Context: an optimization exercise on an open-source flow, tuned for small area and a short achievable clock period. The choices shown serve that exercise and are no tape-out recipe.
In this exercise RTL edits were held to simulation tests only and were not proved equivalent to the original.
Power is estimated from default activity; no workload was simulated.

===== design/flow/run.sh =====
#!/bin/bash
# synth_recipe.tcl (not shown) runs the flow's synth.tcl, then flattens the netlist and writes it again
# the make line also repeats each setting of config.mk as NAME=value (left out here)
make -C /OpenROAD-flow-scripts/flow DESIGN_CONFIG=/design/flow/config.mk WORK_HOME=/design/flow/orfs CLKGATE_MAP_FILE= SYNTH_SCRIPT=/design/flow/synth_recipe.tcl finish

===== design/flow/config.mk =====
export PLATFORM = sky130hd
export DESIGN_NAME = floating_point_multiple
export DESIGN_NICKNAME = floating_point_multiple
export VERILOG_FILES = /design/flow/design.v
export SDC_FILE = /design/flow/constraint.sdc
export NUM_CORES = 4
export LEC_CHECK = 0
export CAP_MARGIN = 20
export CORE_MARGIN = 2
export CORE_UTILIZATION = 35
export SLEW_MARGIN = 20

===== design/flow/design.v =====
module add(s,a,b,ci,co);
input ci;
input a;
input b;
output co;
output s;
assign s = (a^b)^ci;
assign co = ((a^b)&ci)|(a&b);
endmodule 
module adder8(out,a,b,cin);
parameter WIDTH=8;
input  [WIDTH-1:0]a;
input  [WIDTH-1:0]b;
input  cin;
output [WIDTH-1:0]out;
wire [WIDTH:0]s;
wire [WIDTH-1:0]c;
assign out = s[WIDTH-1:0];
add add_01(.s(s[0]),.a(a[0]),.b(b[0]^cin),.ci(cin),.co(c[0]));
add add_02(.s(s[1]),.a(a[1]),.b(b[1]^cin),.ci(c[0]),.co(c[1]));
add add_03(.s(s[2]),.a(a[2]),.b(b[2]^cin),.ci(c[1]),.co(c[2]));
add add_04(.s(s[3]),.a(a[3]),.b(b[3]^cin),.ci(c[2]),.co(c[3]));
add add_05(.s(s[4]),.a(a[4]),.b(b[4]^cin),.ci(c[3]),.co(c[4]));
add add_06(.s(s[5]),.a(a[5]),.b(b[5]^cin),.ci(c[4]),.co(c[5]));
add add_07(.s(s[6]),.a(a[6]),.b(b[6]^cin),.ci(c[5]),.co(c[6]));
add add_08(.s(s[7]),.a(a[7]),.b(b[7]^cin),.ci(c[6]),.co(c[7]));
assign s[8] = c[7]^cin;
endmodule
module mul26(clk
		    ,rst_n
		    ,in1
		    ,in2
		    ,en
		    ,mulout
		    );
input [25:0]in1;  
input [25:0]in2;  
input en;
input clk;
input rst_n;
output [50:0]mulout;  
wire   [50:0]mulout; 
wire [26:0]boothout1; 
wire [26:0]boothout2;
wire [26:0]boothout3;
wire [26:0]boothout4;
wire [26:0]boothout5;
wire [26:0]boothout6;
wire [26:0]boothout7;
wire [26:0]boothout8;
wire [26:0]boothout9;
wire [26:0]boothout10;
wire [26:0]boothout11;
wire [26:0]boothout12;
wire [26:0]boothout13;
wire [50:0]cout1;
wire [50:0]cout2;
wire [50:0]cout3;
wire [50:0]cout4;
wire [50:0]cout5;
wire [50:0]cout6;
wire [50:0]cout7;
wire [50:0]cout8;
wire [50:0]cout9;
wire [50:0]cout10;
wire [50:0]cout11;
wire [50:0]cout12;
wire [50:0]mulout1;
wire [50:0]mulout2;
wire [50:0]mulout3;
wire [50:0]mulout4;
wire [50:0]mulout5;
wire [50:0]mulout6;
wire [50:0]mulout7;
wire [50:0]mulout8;
wire [50:0]mulout9;
wire [50:0]mulout10;
wire [50:0]mulout11;
wire [50:0]mulout12;
reg  [50:0]a;
reg  [50:0]b;
wire [50:0]sum;
booth27 booth1(boothout1,{in1[1:0],1'b0},in2);
booth27 booth2(boothout2,in1[3:1],in2);
booth27 booth3(boothout3,in1[5:3],in2);
booth27 booth4(boothout4,in1[7:5],in2);
booth27 booth5(boothout5,in1[9:7],in2);
booth27 booth6(boothout6,in1[11:9],in2);
booth27 booth7(boothout7,in1[13:11],in2);
booth27 booth8(boothout8,in1[15:13],in2);
booth27 booth9(boothout9,in1[17:15],in2);
booth27 booth10(boothout10,in1[19:17],in2);
booth27 booth11(boothout11,in1[21:19],in2);
booth27 booth12(boothout12,in1[23:21],in2);
booth27 booth13(boothout13,{in1[25:23]},in2);
csa51squ csa51squ1(cout1,mulout1
			,{23'b0,~boothout1[26],boothout1}
			,{21'b0,~boothout2[26],boothout2,2'b0}
			,{19'b0,~boothout3[26],boothout3,4'b0});
csa51squ csa51squ2(cout2,mulout2
			,{17'b0,~boothout4[26],boothout4,6'b0}
			,{15'b0,~boothout5[26],boothout5,8'b0}
			,{13'b0,~boothout6[26],boothout6,10'b0});
csa51squ csa51squ3(cout3,mulout3
			,{11'b0,~boothout7[26],boothout7,12'b0}
			,{9'b0,~boothout8[26],boothout8,14'b0}
			,{7'b0,~boothout9[26],boothout9,16'b0});
csa51squ csa51squ4(cout4,mulout4
			,{5'b0,~boothout10[26],boothout10,18'b0}
			,{3'b0,~boothout11[26],boothout11,20'b0}
			,{1'b0,~boothout12[26],boothout12,22'b0});
csa51squ csa51squ5(cout5,mulout5
			,{cout1[49:0],1'b0}
			,mulout1
			,{boothout13,24'b0});
csa51squ csa51squ6(cout6,mulout6
			,{cout2[49:0],1'b0}
			,mulout2
			,{cout3[49:0],1'b0});
csa51squ csa51squ7(cout7,mulout7
			,mulout3
			,{cout4[49:0],1'b0}
			,mulout4);
csa51squ csa51squ8(cout8,mulout8
			,{cout5[49:0],1'b0}
			,mulout5
			,{cout6[49:0],1'b0});
csa51squ csa51squ9(cout9,mulout9
			,mulout6
			,{cout7[49:0],1'b0}
			,mulout7);
csa51squ csa51squ10(cout10,mulout10
			,{cout8[49:0],1'b0}
			,mulout8
			,{cout9[49:0],1'b0});
csa51squ csa51squ11(cout11,mulout11
			,mulout9
			,{cout10[49:0],1'b0}
			,mulout10);
csa51squ csa51squ12(cout12,mulout12
			,mulout11
			,{cout11[49:0],1'b0}
			,{24'b101010101010101010101011,27'b0});
cla51squ cla51squ (sum,a,b);
always@ (posedge clk or negedge rst_n) begin  
    if (!rst_n) begin
        a <= 0;
        b <= 0;
    end
    else begin
      	if (en==1) begin
        	a <= {cout12[49:0],1'b0};
        	b <= mulout12;
      	end
	    else begin
		a <= 0;
		b <= 0;
    	end
    end
end
assign mulout = sum;
endmodule
module booth27(out1,in1,in2);
input  [2:0]in1;
input  [25:0]in2;
output [26:0]out1;
reg    [26:0]out1;   
always@ (*) begin
    case (in1)
        3'b000: begin
            out1 <= 27'b0;
        end
        3'b001: begin
            out1 <= {in2[25],in2};
        end
        3'b010: begin
            out1 <= {in2[25],in2};
        end
        3'b011: begin
            out1 <= {in2,1'b0};
        end
        3'b100: begin
            out1 <= (~{in2,1'b0}) + 1'b1;
        end
        3'b101: begin
            out1 <= (~{in2[25],in2}) + 1'b1;
        end
        3'b110: begin
            out1 <= (~{in2[25],in2}) +1'b1;
        end
        default: begin
            out1 <= 27'b0;
        end
    endcase
end
endmodule
module csa51squ(cout,sumout,in1,in2,in3);
input [50:0]in1;
input [50:0]in2;
input [50:0]in3;
output [50:0]cout;
output [50:0]sumout;
assign sumout=(in1^in2)^in3;
assign cout=((in1^in2)&in3)|(in1&in2);
endmodule
module cla51squ(out,a,b);
parameter WIDTH=50;
input  [WIDTH:0]a;
input  [WIDTH:0]b;
output [WIDTH:0]out;
wire [WIDTH+1:0]s;
wire [WIDTH+1:0]c;
wire [WIDTH:0]g;
wire [WIDTH:0]p;
assign out = s[WIDTH:0];
assign c[0] = 1'b0;
assign g[0] = a[0] &  b[0];
assign p[0] = a[0] ^  b[0];
assign c[1] = g[0] | (p[0] & c[0]);
assign s[0] = p[0] ^  c[0];
assign g[1] = a[1] &  b[1];
assign p[1] = a[1] ^  b[1];
assign c[2] = g[1] | (p[1] & c[1]);
assign s[1] = p[1] ^  c[1];
assign g[2] = a[2] &  b[2];
assign p[2] = a[2] ^  b[2];
assign c[3] = g[2] | (p[2] & c[2]);
assign s[2] = p[2] ^  c[2];
assign g[3] = a[3] &  b[3];
assign p[3] = a[3] ^  b[3];
assign c[4] = g[3] | (p[3] & c[3]);
assign s[3] = p[3] ^  c[3];
assign g[4] = a[4] &  b[4];
assign p[4] = a[4] ^  b[4];
assign c[5] = g[4] | (p[4] & c[4]);
assign s[4] = p[4] ^  c[4];
assign g[5] = a[5] &  b[5];
assign p[5] = a[5] ^  b[5];
assign c[6] = g[5] | (p[5] & c[5]);
assign s[5] = p[5] ^  c[5];
assign g[6] = a[6] &  b[6];
assign p[6] = a[6] ^  b[6];
assign c[7] = g[6] | (p[6] & c[6]);
assign s[6] = p[6] ^  c[6];
assign g[7] = a[7] &  b[7];
assign p[7] = a[7] ^  b[7];
assign c[8] = g[7] | (p[7] & c[7]);
assign s[7] = p[7] ^  c[7];
assign g[8] = a[8] &  b[8];
assign p[8] = a[8] ^  b[8];
assign c[9] = g[8] | (p[8] & c[8]);
assign s[8] = p[8] ^  c[8];
assign g[9] = a[9] &  b[9];
assign p[9] = a[9] ^  b[9];
assign c[10] =g[9] | (p[9] & c[9]);
assign s[9] = p[9] ^  c[9];
assign g[10] = a[10] &  b[10];
assign p[10] = a[10] ^  b[10];
assign c[11] = g[10] | (p[10] & c[10]);
assign s[10] = p[10] ^  c[10];
assign g[11] = a[11] &  b[11];
assign p[11] = a[11] ^  b[11];
assign c[12] = g[11] | (p[11] & c[11]);
assign s[11] = p[11] ^  c[11];
assign g[12] = a[12] &  b[12];
assign p[12] = a[12] ^  b[12];
assign c[13] = g[12] | (p[12] & c[12]);
assign s[12] = p[12] ^  c[12];
assign g[13] = a[13] &  b[13];
assign p[13] = a[13] ^  b[13];
assign c[14] = g[13] | (p[13] & c[13]);
assign s[13] = p[13] ^  c[13];
assign g[14] = a[14] &  b[14];
assign p[14] = a[14] ^  b[14];
assign c[15] = g[14] | (p[14] & c[14]);
assign s[14] = p[14] ^  c[14];
assign g[15] = a[15] &  b[15];
assign p[15] = a[15] ^  b[15];
assign c[16] = g[15] | (p[15] & c[15]);
assign s[15] = p[15] ^  c[15];
assign g[16] = a[16] &  b[16];
assign p[16] = a[16] ^  b[16];
assign c[17] = g[16] | (p[16] & c[16]);
assign s[16] = p[16] ^  c[16];
assign g[17] = a[17] &  b[17];
assign p[17] = a[17] ^  b[17];
assign c[18] = g[17] | (p[17] & c[17]);
assign s[17] = p[17] ^  c[17];
assign g[18] = a[18] &  b[18];
assign p[18] = a[18] ^  b[18];
assign c[19] = g[18] | (p[18] & c[18]);
assign s[18] = p[18] ^  c[18];
assign g[19] = a[19] &  b[19];
assign p[19] = a[19] ^  b[19];
assign c[20] = g[19] | (p[19] & c[19]);
assign s[19] = p[19] ^  c[19];
assign g[20] = a[20] &  b[20];
assign p[20] = a[20] ^  b[20];
assign c[21] = g[20] | (p[20] & c[20]);
assign s[20] = p[20] ^  c[20];
assign g[21] = a[21] &  b[21];
assign p[21] = a[21] ^  b[21];
assign c[22] = g[21] | (p[21] & c[21]);
assign s[21] = p[21] ^  c[21];
assign g[22] = a[22] &  b[22];
assign p[22] = a[22] ^  b[22];
assign c[23] = g[22] | (p[22] & c[22]);
assign s[22] = p[22] ^  c[22];
assign g[23] = a[23] &  b[23];
assign p[23] = a[23] ^  b[23];
assign c[24] = g[23] | (p[23] & c[23]);
assign s[23] = p[23] ^  c[23];
assign g[24] = a[24] &  b[24];
assign p[24] = a[24] ^  b[24];
assign c[25] = g[24] | (p[24] & c[24]);
assign s[24] = p[24] ^  c[24];
assign g[25] = a[25] &  b[25];
assign p[25] = a[25] ^  b[25];
assign c[26] = g[25] | (p[25] & c[25]);
assign s[25] = p[25] ^  c[25];
assign g[26] = a[26] &  b[26];
assign p[26] = a[26] ^  b[26];
assign c[27] = g[26] | (p[26] & c[26]);
assign s[26] = p[26] ^  c[26];
assign g[27] = a[27] &  b[27];
assign p[27] = a[27] ^  b[27];
assign c[28] = g[27] | (p[27] & c[27]);
assign s[27] = p[27] ^  c[27];
assign g[28] = a[28] &  b[28];
assign p[28] = a[28] ^  b[28];
assign c[29] = g[28] | (p[28] & c[28]);
assign s[28] = p[28] ^  c[28];
assign g[29] = a[29] &  b[29];
assign p[29] = a[29] ^  b[29];
assign c[30] = g[29] | (p[29] & c[29]);
assign s[29] = p[29] ^  c[29];
assign g[30] = a[30] &  b[30];
assign p[30] = a[30] ^  b[30];
assign c[31] = g[30] | (p[30] & c[30]);
assign s[30] = p[30] ^  c[30];
assign g[31] = a[31] &  b[31];
assign p[31] = a[31] ^  b[31];
assign c[32] = g[31] | (p[31] & c[31]);
assign s[31] = p[31] ^  c[31];
assign g[32] = a[32] &  b[32];
assign p[32] = a[32] ^  b[32];
assign c[33] = g[32] | (p[32] & c[32]);
assign s[32] = p[32] ^  c[32];
assign g[33] = a[33] &  b[33];
assign p[33] = a[33] ^  b[33];
assign c[34] = g[33] | (p[33] & c[33]);
assign s[33] = p[33] ^  c[33];
assign g[34] = a[34] &  b[34];
assign p[34] = a[34] ^  b[34];
assign c[35] = g[34] | (p[34] & c[34]);
assign s[34] = p[34] ^  c[34];
assign g[35] = a[35] &  b[35];
assign p[35] = a[35] ^  b[35];
assign c[36] = g[35] | (p[35] & c[35]);
assign s[35] = p[35] ^  c[35];
assign g[36] = a[36] &  b[36];
assign p[36] = a[36] ^  b[36];
assign c[37] = g[36] | (p[36] & c[36]);
assign s[36] = p[36] ^  c[36];
assign g[37] = a[37] &  b[37];
assign p[37] = a[37] ^  b[37];
assign c[38] = g[37] | (p[37] & c[37]);
assign s[37] = p[37] ^  c[37];
assign g[38] = a[38] &  b[38];
assign p[38] = a[38] ^  b[38];
assign c[39] = g[38] | (p[38] & c[38]);
assign s[38] = p[38] ^  c[38];
assign g[39] = a[39] &  b[39];
assign p[39] = a[39] ^  b[39];
assign c[40] = g[39] | (p[39] & c[39]);
assign s[39] = p[39] ^  c[39];
assign g[40] = a[40] &  b[40];
assign p[40] = a[40] ^  b[40];
assign c[41] = g[40] | (p[40] & c[40]);
assign s[40] = p[40] ^  c[40];
assign g[41] = a[41] &  b[41];
assign p[41] = a[41] ^  b[41];
assign c[42] = g[41] | (p[41] & c[41]);
assign s[41] = p[41] ^  c[41];
assign g[42] = a[42] &  b[42];
assign p[42] = a[42] ^  b[42];
assign c[43] = g[42] | (p[42] & c[42]);
assign s[42] = p[42] ^  c[42];
assign g[43] = a[43] &  b[43];
assign p[43] = a[43] ^  b[43];
assign c[44] = g[43] | (p[43] & c[43]);
assign s[43] = p[43] ^  c[43];
assign g[44] = a[44] &  b[44];
assign p[44] = a[44] ^  b[44];
assign c[45] = g[44] | (p[44] & c[44]);
assign s[44] = p[44] ^  c[44];
assign g[45] = a[45] &  b[45];
assign p[45] = a[45] ^  b[45];
assign c[46] = g[45] | (p[45] & c[45]);
assign s[45] = p[45] ^  c[45];
assign g[46] = a[46] &  b[46];
assign p[46] = a[46] ^  b[46];
assign c[47] = g[46] | (p[46] & c[46]);
assign s[46] = p[46] ^  c[46];
assign g[47] = a[47] &  b[47];
assign p[47] = a[47] ^  b[47];
assign c[48] = g[47] | (p[47] & c[47]);
assign s[47] = p[47] ^  c[47];
assign g[48] = a[48] &  b[48];
assign p[48] = a[48] ^  b[48];
assign c[49] = g[48] | (p[48] & c[48]);
assign s[48] = p[48] ^  c[48];
assign g[49] = a[49] &  b[49];
assign p[49] = a[49] ^  b[49];
assign c[50] = g[49] | (p[49] & c[49]);
assign s[49] = p[49] ^  c[49];
assign g[50] = a[50] &  b[50];
assign p[50] = a[50] ^  b[50];
assign c[51] = g[50] | (p[50] & c[50]);
assign s[50] = p[50] ^  c[50];
assign s[51] = c[51];
endmodule
module floating_point_multiple (clk, rst_n, input_factor_01, input_factor_02, output_multiply);
parameter DATA_WIDTH         = 32;
parameter EXPONENT_WIDTH     = 8;
parameter SIGNIFICANDS_WIDTH = 23;
parameter MULTIPLY_WIDTH     = 48;
input clk;
input rst_n;
input [DATA_WIDTH-1:0] input_factor_01;
input [DATA_WIDTH-1:0] input_factor_02;
output [DATA_WIDTH-1:0] output_multiply;
wire   [DATA_WIDTH-1:0] output_multiply;
wire [EXPONENT_WIDTH-1:0]     exponent_factor_01;
wire [EXPONENT_WIDTH-1:0]     exponent_factor_02;
wire [EXPONENT_WIDTH-1:0]     exponent_factor_12;
wire [SIGNIFICANDS_WIDTH-1:0] significand_factor_01;
wire [SIGNIFICANDS_WIDTH-1:0] significand_factor_02;
wire [SIGNIFICANDS_WIDTH:0]   add_1_sig_factor_01;
wire [SIGNIFICANDS_WIDTH:0]   add_1_sig_factor_02;
wire [50:0] mulout;
wire sign_factor_01;
wire sign_factor_02;
wire is_factor_01_zero;
wire is_factor_02_zero;
wire is_factor_zero;
reg  exponent_larger_bias_flag_factor_01;
reg  exponent_larger_bias_flag_factor_02;
wire is_exp_01_lgr_eqr_bias;
wire is_exp_02_lgr_eqr_bias;
reg  [MULTIPLY_WIDTH-1:0] base_multiply_result;
wire  is_1_final_flag;
reg  mul_output_sign;
wire [EXPONENT_WIDTH-1:0]pre_mul_output_exponent;
reg  [EXPONENT_WIDTH-1:0]mul_output_exponent;
reg  [SIGNIFICANDS_WIDTH-1:0] mul_output_significand;
assign sign_factor_01        = input_factor_01[DATA_WIDTH-1]; 
assign sign_factor_02        = input_factor_02[DATA_WIDTH-1]; 
assign exponent_factor_01    = input_factor_01[DATA_WIDTH-2: DATA_WIDTH-9]; 
assign exponent_factor_02    = input_factor_02[DATA_WIDTH-2: DATA_WIDTH-9];
assign significand_factor_01 = input_factor_01[SIGNIFICANDS_WIDTH-1: 0]; 
assign significand_factor_02 = input_factor_02[SIGNIFICANDS_WIDTH-1: 0];
assign add_1_sig_factor_01[SIGNIFICANDS_WIDTH]     = 1'b1;    
assign add_1_sig_factor_02[SIGNIFICANDS_WIDTH]     = 1'b1;
assign add_1_sig_factor_01[SIGNIFICANDS_WIDTH-1:0] = significand_factor_01;
assign add_1_sig_factor_02[SIGNIFICANDS_WIDTH-1:0] = significand_factor_02;
assign is_factor_01_zero = !(|input_factor_01) ; 
assign is_factor_02_zero = !(|input_factor_02) ; 
assign is_factor_zero    = is_factor_01_zero || is_factor_02_zero; 
assign is_exp_01_lgr_eqr_bias = exponent_factor_01[7] || (&exponent_factor_01[6:0]);
assign is_exp_02_lgr_eqr_bias = exponent_factor_02[7] || (&exponent_factor_01[6:0]);
reg                      sign_s1, sign_s2;
reg                      zero_s1, zero_s2;
reg [EXPONENT_WIDTH-1:0] exp_s1,  exp_s2;
always@(posedge clk or negedge rst_n) begin
    if(!rst_n) begin
        sign_s1 <= 0;
        zero_s1 <= 0;
        exp_s1  <= 0;
        sign_s2 <= 0;
        zero_s2 <= 0;
        exp_s2  <= 0;
    end
    else begin
        sign_s1 <= sign_factor_01 ^ sign_factor_02;
        zero_s1 <= is_factor_zero;
        exp_s1  <= pre_mul_output_exponent;
        sign_s2 <= sign_s1;
        zero_s2 <= zero_s1;
        exp_s2  <= exp_s1;
    end
end
always@(posedge clk or negedge rst_n) begin 
    if(!rst_n) begin
        mul_output_sign <= 0;
    end
    else if (zero_s2) begin
        mul_output_sign <= 0;
    end
    else begin
        mul_output_sign <= sign_s2;
    end
end
always@(posedge clk or negedge rst_n) begin
    if(!rst_n) begin
        base_multiply_result <= 0;
    end
    else begin
        base_multiply_result <= mulout[47:0]; 
    end
end
mul26 mul26_01(.mulout(mulout)
		        , .in1({2'b0,add_1_sig_factor_01})
		        , .in2({2'b0,add_1_sig_factor_02})
		        , .en(1'b1)
		        , .clk(clk) 
                ,.rst_n(rst_n)
                );
assign is_1_final_flag   = base_multiply_result[MULTIPLY_WIDTH -1];
adder8 adder8_01(.out(exponent_factor_12),.a(exponent_factor_01),.b(exponent_factor_02),.cin(1'b0));
adder8 adder8_02(.out(pre_mul_output_exponent),.a(exponent_factor_12),.b(8'b01111110),.cin(1'b1));
always@(posedge clk or negedge rst_n)begin
    if(!rst_n) begin
        mul_output_significand <= 0;
    end
    else if (zero_s2) begin
        mul_output_significand <= 0;
    end
    else if (is_1_final_flag) begin 
        mul_output_significand <= base_multiply_result[MULTIPLY_WIDTH-2: MULTIPLY_WIDTH-24]; 
    end
    else begin
        mul_output_significand <= base_multiply_result[MULTIPLY_WIDTH-3: MULTIPLY_WIDTH-25]; 
    end
end
always@(posedge clk or negedge rst_n) begin
    if(!rst_n) begin
        mul_output_exponent <= 0;
    end
    else if (zero_s2) begin
        mul_output_exponent <= 0;
    end
    else if (is_1_final_flag) begin
        mul_output_exponent <= exp_s2;
    end
    else begin 
        mul_output_exponent <= exp_s2 - 1;
    end
end
assign output_multiply[DATA_WIDTH-1]                  = mul_output_sign;
assign output_multiply[(DATA_WIDTH-2):(DATA_WIDTH-9)] = mul_output_exponent;
assign output_multiply[(DATA_WIDTH-10):0]             = mul_output_significand;
endmodule

===== design/flow/constraint.sdc =====
create_clock -name core_clock -period 12.0 [get_ports {clk}]
set_input_delay 2.4000 -clock core_clock [delete_from_list [all_inputs] [get_ports {clk}]]
set_output_delay 2.4000 -clock core_clock [all_outputs]
set_load 0.01 [all_outputs]

### Wires after detailed routing

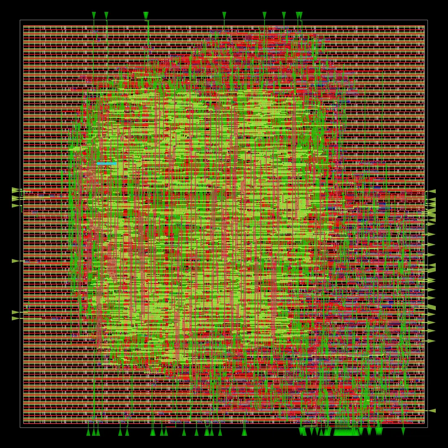
wire per inst: 28.2 microns
Vias: 24300

### Placement by cell class

Scale bar: 100 microns.
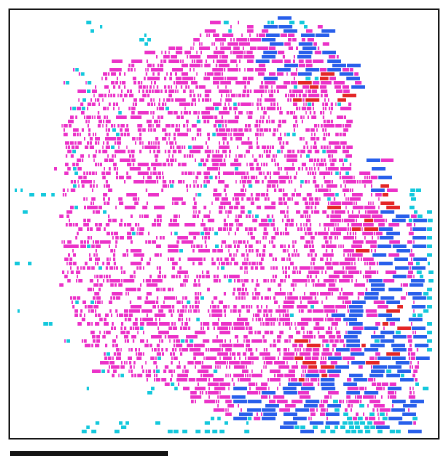
other buffers and delay cells: marked cyan, cells 203. clock drivers and dummy loads: marked red, cells 32. flip-flops: marked blue, cells 157. all other logic: marked magenta, cells 2574.
final non-filler cell area: 27400 sq um
Seq area share: 14.4%
fin util: 39.0%
CORE AREA: 70100 sq um

==> impl_metrics.ini <==
[power_and_ir_drop]
internal_power_uw = 2670
switching_share_pct = 48.7
p_sw_uw = 2530

[clock_network]
cts_hold_buffers = 0
cts_tree = done
worstSkewPairLatency_ns = 0.44
cts_made_buffers = 17
clk_path_buf_depth = 2
cts.sinks = 157

[logic_synthesis]
synth_edf_count = 0
ys_types = 78
async_flop_share_pct = 100
synthFlopType = dfrtp_1
ys_warn_count = 3
synth-seq-cells = 157
syn_nets = 3530

[drt]
drtPass1Iterations = 9
postRouteAntennaNets = 0

[setup_path]
critPathLaunchType = flop
crit_fanout = 1
cp.required_ns = 12.33
end_kind = flop

[global_route]
track_usage_pct = 29.6
grt-busiest-layer = met2

[outcome]
status = no timing/DRC/antenna violations

[worst_hold_path]
hp-start = exp_s1[0]$_DFF_PN0_
hp-class = reg2reg

[timing]
finalSetupTns_ns = 0
period_needed_ns = 11.58
setup_viol = 0
drv_slew = 0

[placed_design]
post-place-ws_ns = 0.190
portBuffers = 97

[die]
die_area_sq_um = 73100
die_y_microns = 270
rows = 97

[run]
drv_cap = 0

[cells_and_area]
fillerInstances = 7191
### Sequential cells grouped by signal name

Other sequential cells in the stronger gray, the rest of the logic in the fainter gray.
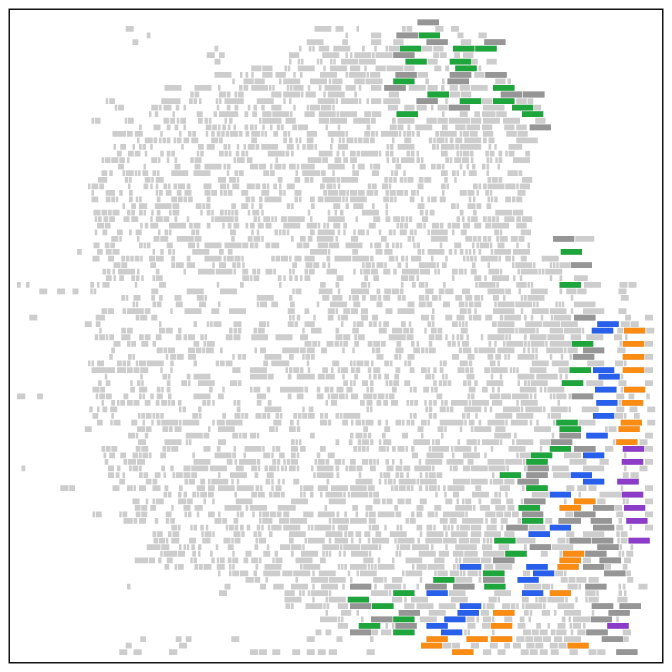
`mul_output_significand`: marked orange, sequential cells 23, where lower right. `base_multiply_result`: marked blue, sequential cells 25, where lower right. `mul_output_exponent`: marked purple, sequential cells 8, where lower right. `mul26_01.b`: marked green, sequential cells 40.
Seq group: 958 uW
register area: 3930 sq um

metal layers:
metal  vias up  share of wire, %
met1     11700                38
met5         -             0.010
met2      1958                41
li1      10200                 -
met3       449                15
met4         2               6.3
logic make-up (layout without fill, tap and decap cells):
| logic type | count (synthesis) | in the layout |
|---|---|---|
| AO/OA/AOI/OAI | 852 | 852 |
| XOR/XNOR | 111 | 111 |
| adder cells (fa/ha/maj) | 452 | 452 |
| buffers and inverters | 659 | 603 |
| flip-flops | 157 | 157 |
| multiplexers | 65 | 65 |
| other | 0 | 2 |
| AND/OR/NAND/NOR | 726 | 726 |
worst max-delay path, delay by kind of cell, from the launching register on:
family | cells | cell delay [ns]
XOR/XNOR | 1 | 0.13
adder cells (fa/ha/maj) | 25 | 9.76
AO/OA/AOI/OAI | 6 | 1.22
flip-flops | 1 | 0.36
per-stage QoR:
step / total power (uW) / cell area, sq um
5_1_grt: 5840 / 27400
3_3_place_gp: 4540 / 26700
6_report: 5200 / 27400
2_1_floorplan: 3300 / 24800
4_1_cts: 5230 / 27400
3_5_place_dp: 4620 / 26700
cells in the final DEF, fill, tap and decap left out, types with 29 or more instances in the layout:
| master | instances |
|---|---|
| inv_1 | 360 |
| buf_4 | 106 |
| a21oi_1 | 198 |
| o22ai_1 | 29 |
| a221oi_1 | 81 |
| xnor2_1 | 69 |
| mux2i_1 | 48 |
| ha_1 | 152 |
| a22oi_1 | 114 |
| a31oi_1 | 30 |
| nor2_1 | 315 |
| o21ai_0 | 201 |
| xor2_1 | 29 |
| dfrtp_1 | 156 |
| fa_1 | 288 |
| nor3_1 | 30 |
| clkdlybuf4s50_1 | 87 |
| nand2_1 | 230 |
final cells by class:
class	instances	area (sq um)	share of cell area, %
antenna	2	5.00	0.0183
clock buffer	17	425	1.55
clock inverter	15	211	0.772
inverter	368	1380	5.04
multi-input combinational	2206	18500	67.7
sequential	157	3930	14.4
tap	940	1180	4.29
timing repair buffer	203	1720	6.29
power by group through the flow:
stage	Combinational [uW]	Clock [uW]	Sequential [uW]
6_report	3670	575	958
2_1_floorplan	2330	0	976
3_5_place_dp	3650	0	974
5_1_grt	4240	615	985
3_3_place_gp	3570	0	969
4_1_cts	3680	591	963
final timing paths:
kind,slack [ns],end,depth (start not counted)
setup / recovery,0.42,base_multiply_result[47]$_DFF_PN0_,32
hold / removal,0.35,exp_s2[0]$_DFF_PN0_,0
setup reg to reg,0.42,base_multiply_result[47]$_DFF_PN0_,32
hold reg to reg,0.35,exp_s2[0]$_DFF_PN0_,0
max in group asynchronous,8.68,zero_s2$_DFF_PN0_,2
min in group asynchronous,2.00,exp_s2[2]$_DFF_PN0_,1
sequential cells by signal, summed over array words and instances (netlist names), 8 cells and up:
name                    flops
mul26_01.a                 40
mul26_01.b                 40
base_multiply_result       25
mul_output_significand     23
exp_s1                      8
exp_s2                      8
mul_output_exponent         8
cells in the mapped netlist (36+ instances only):
library cell / instances / share of area (%)
buf_1: 36 / 0.54
nand2_1: 230 / 3.5
a21oi_1: 198 / 4.0
o21ai_0: 201 / 4.1
xnor2_1: 76 / 2.7
mux2i_1: 48 / 1.9
fa_1: 290 / 23
nor2_1: 315 / 4.8
clkbuf_1: 234 / 3.5
dfrtp_1: 157 / 16
ha_1: 152 / 7.7
inv_1: 360 / 5.4
a221oi_1: 81 / 2.9
a22oi_1: 114 / 3.4

[afterwards: timing with drivers on the ports]
In the flow no input, the clock included, has a driving cell. The finished layout below was timed again as built, in two steps.
Step 1: set_driving_cell puts a clkbuf_16 on clk and a buf_2 on each other input, an assumption about the parent block.
Step 2, shift: input delay + t, output delay - t, t = (earliest + latest rising clock arrival at the registers) / 2. This alone moves slack from input paths to output paths.
Three values: ideal, step 1, step 2; two values: the first two.
t, ns: 0.485
setup slack, ns: 0.421 / 0.421 / 0.421
worst data-port slew with drivers (ns): 0.05
pins driven straight from the clock port: 1
After both steps setup and hold are still met in this run. The setup slack of this run moves by 0.000 ns with the drivers and by 0.000 ns with both steps.
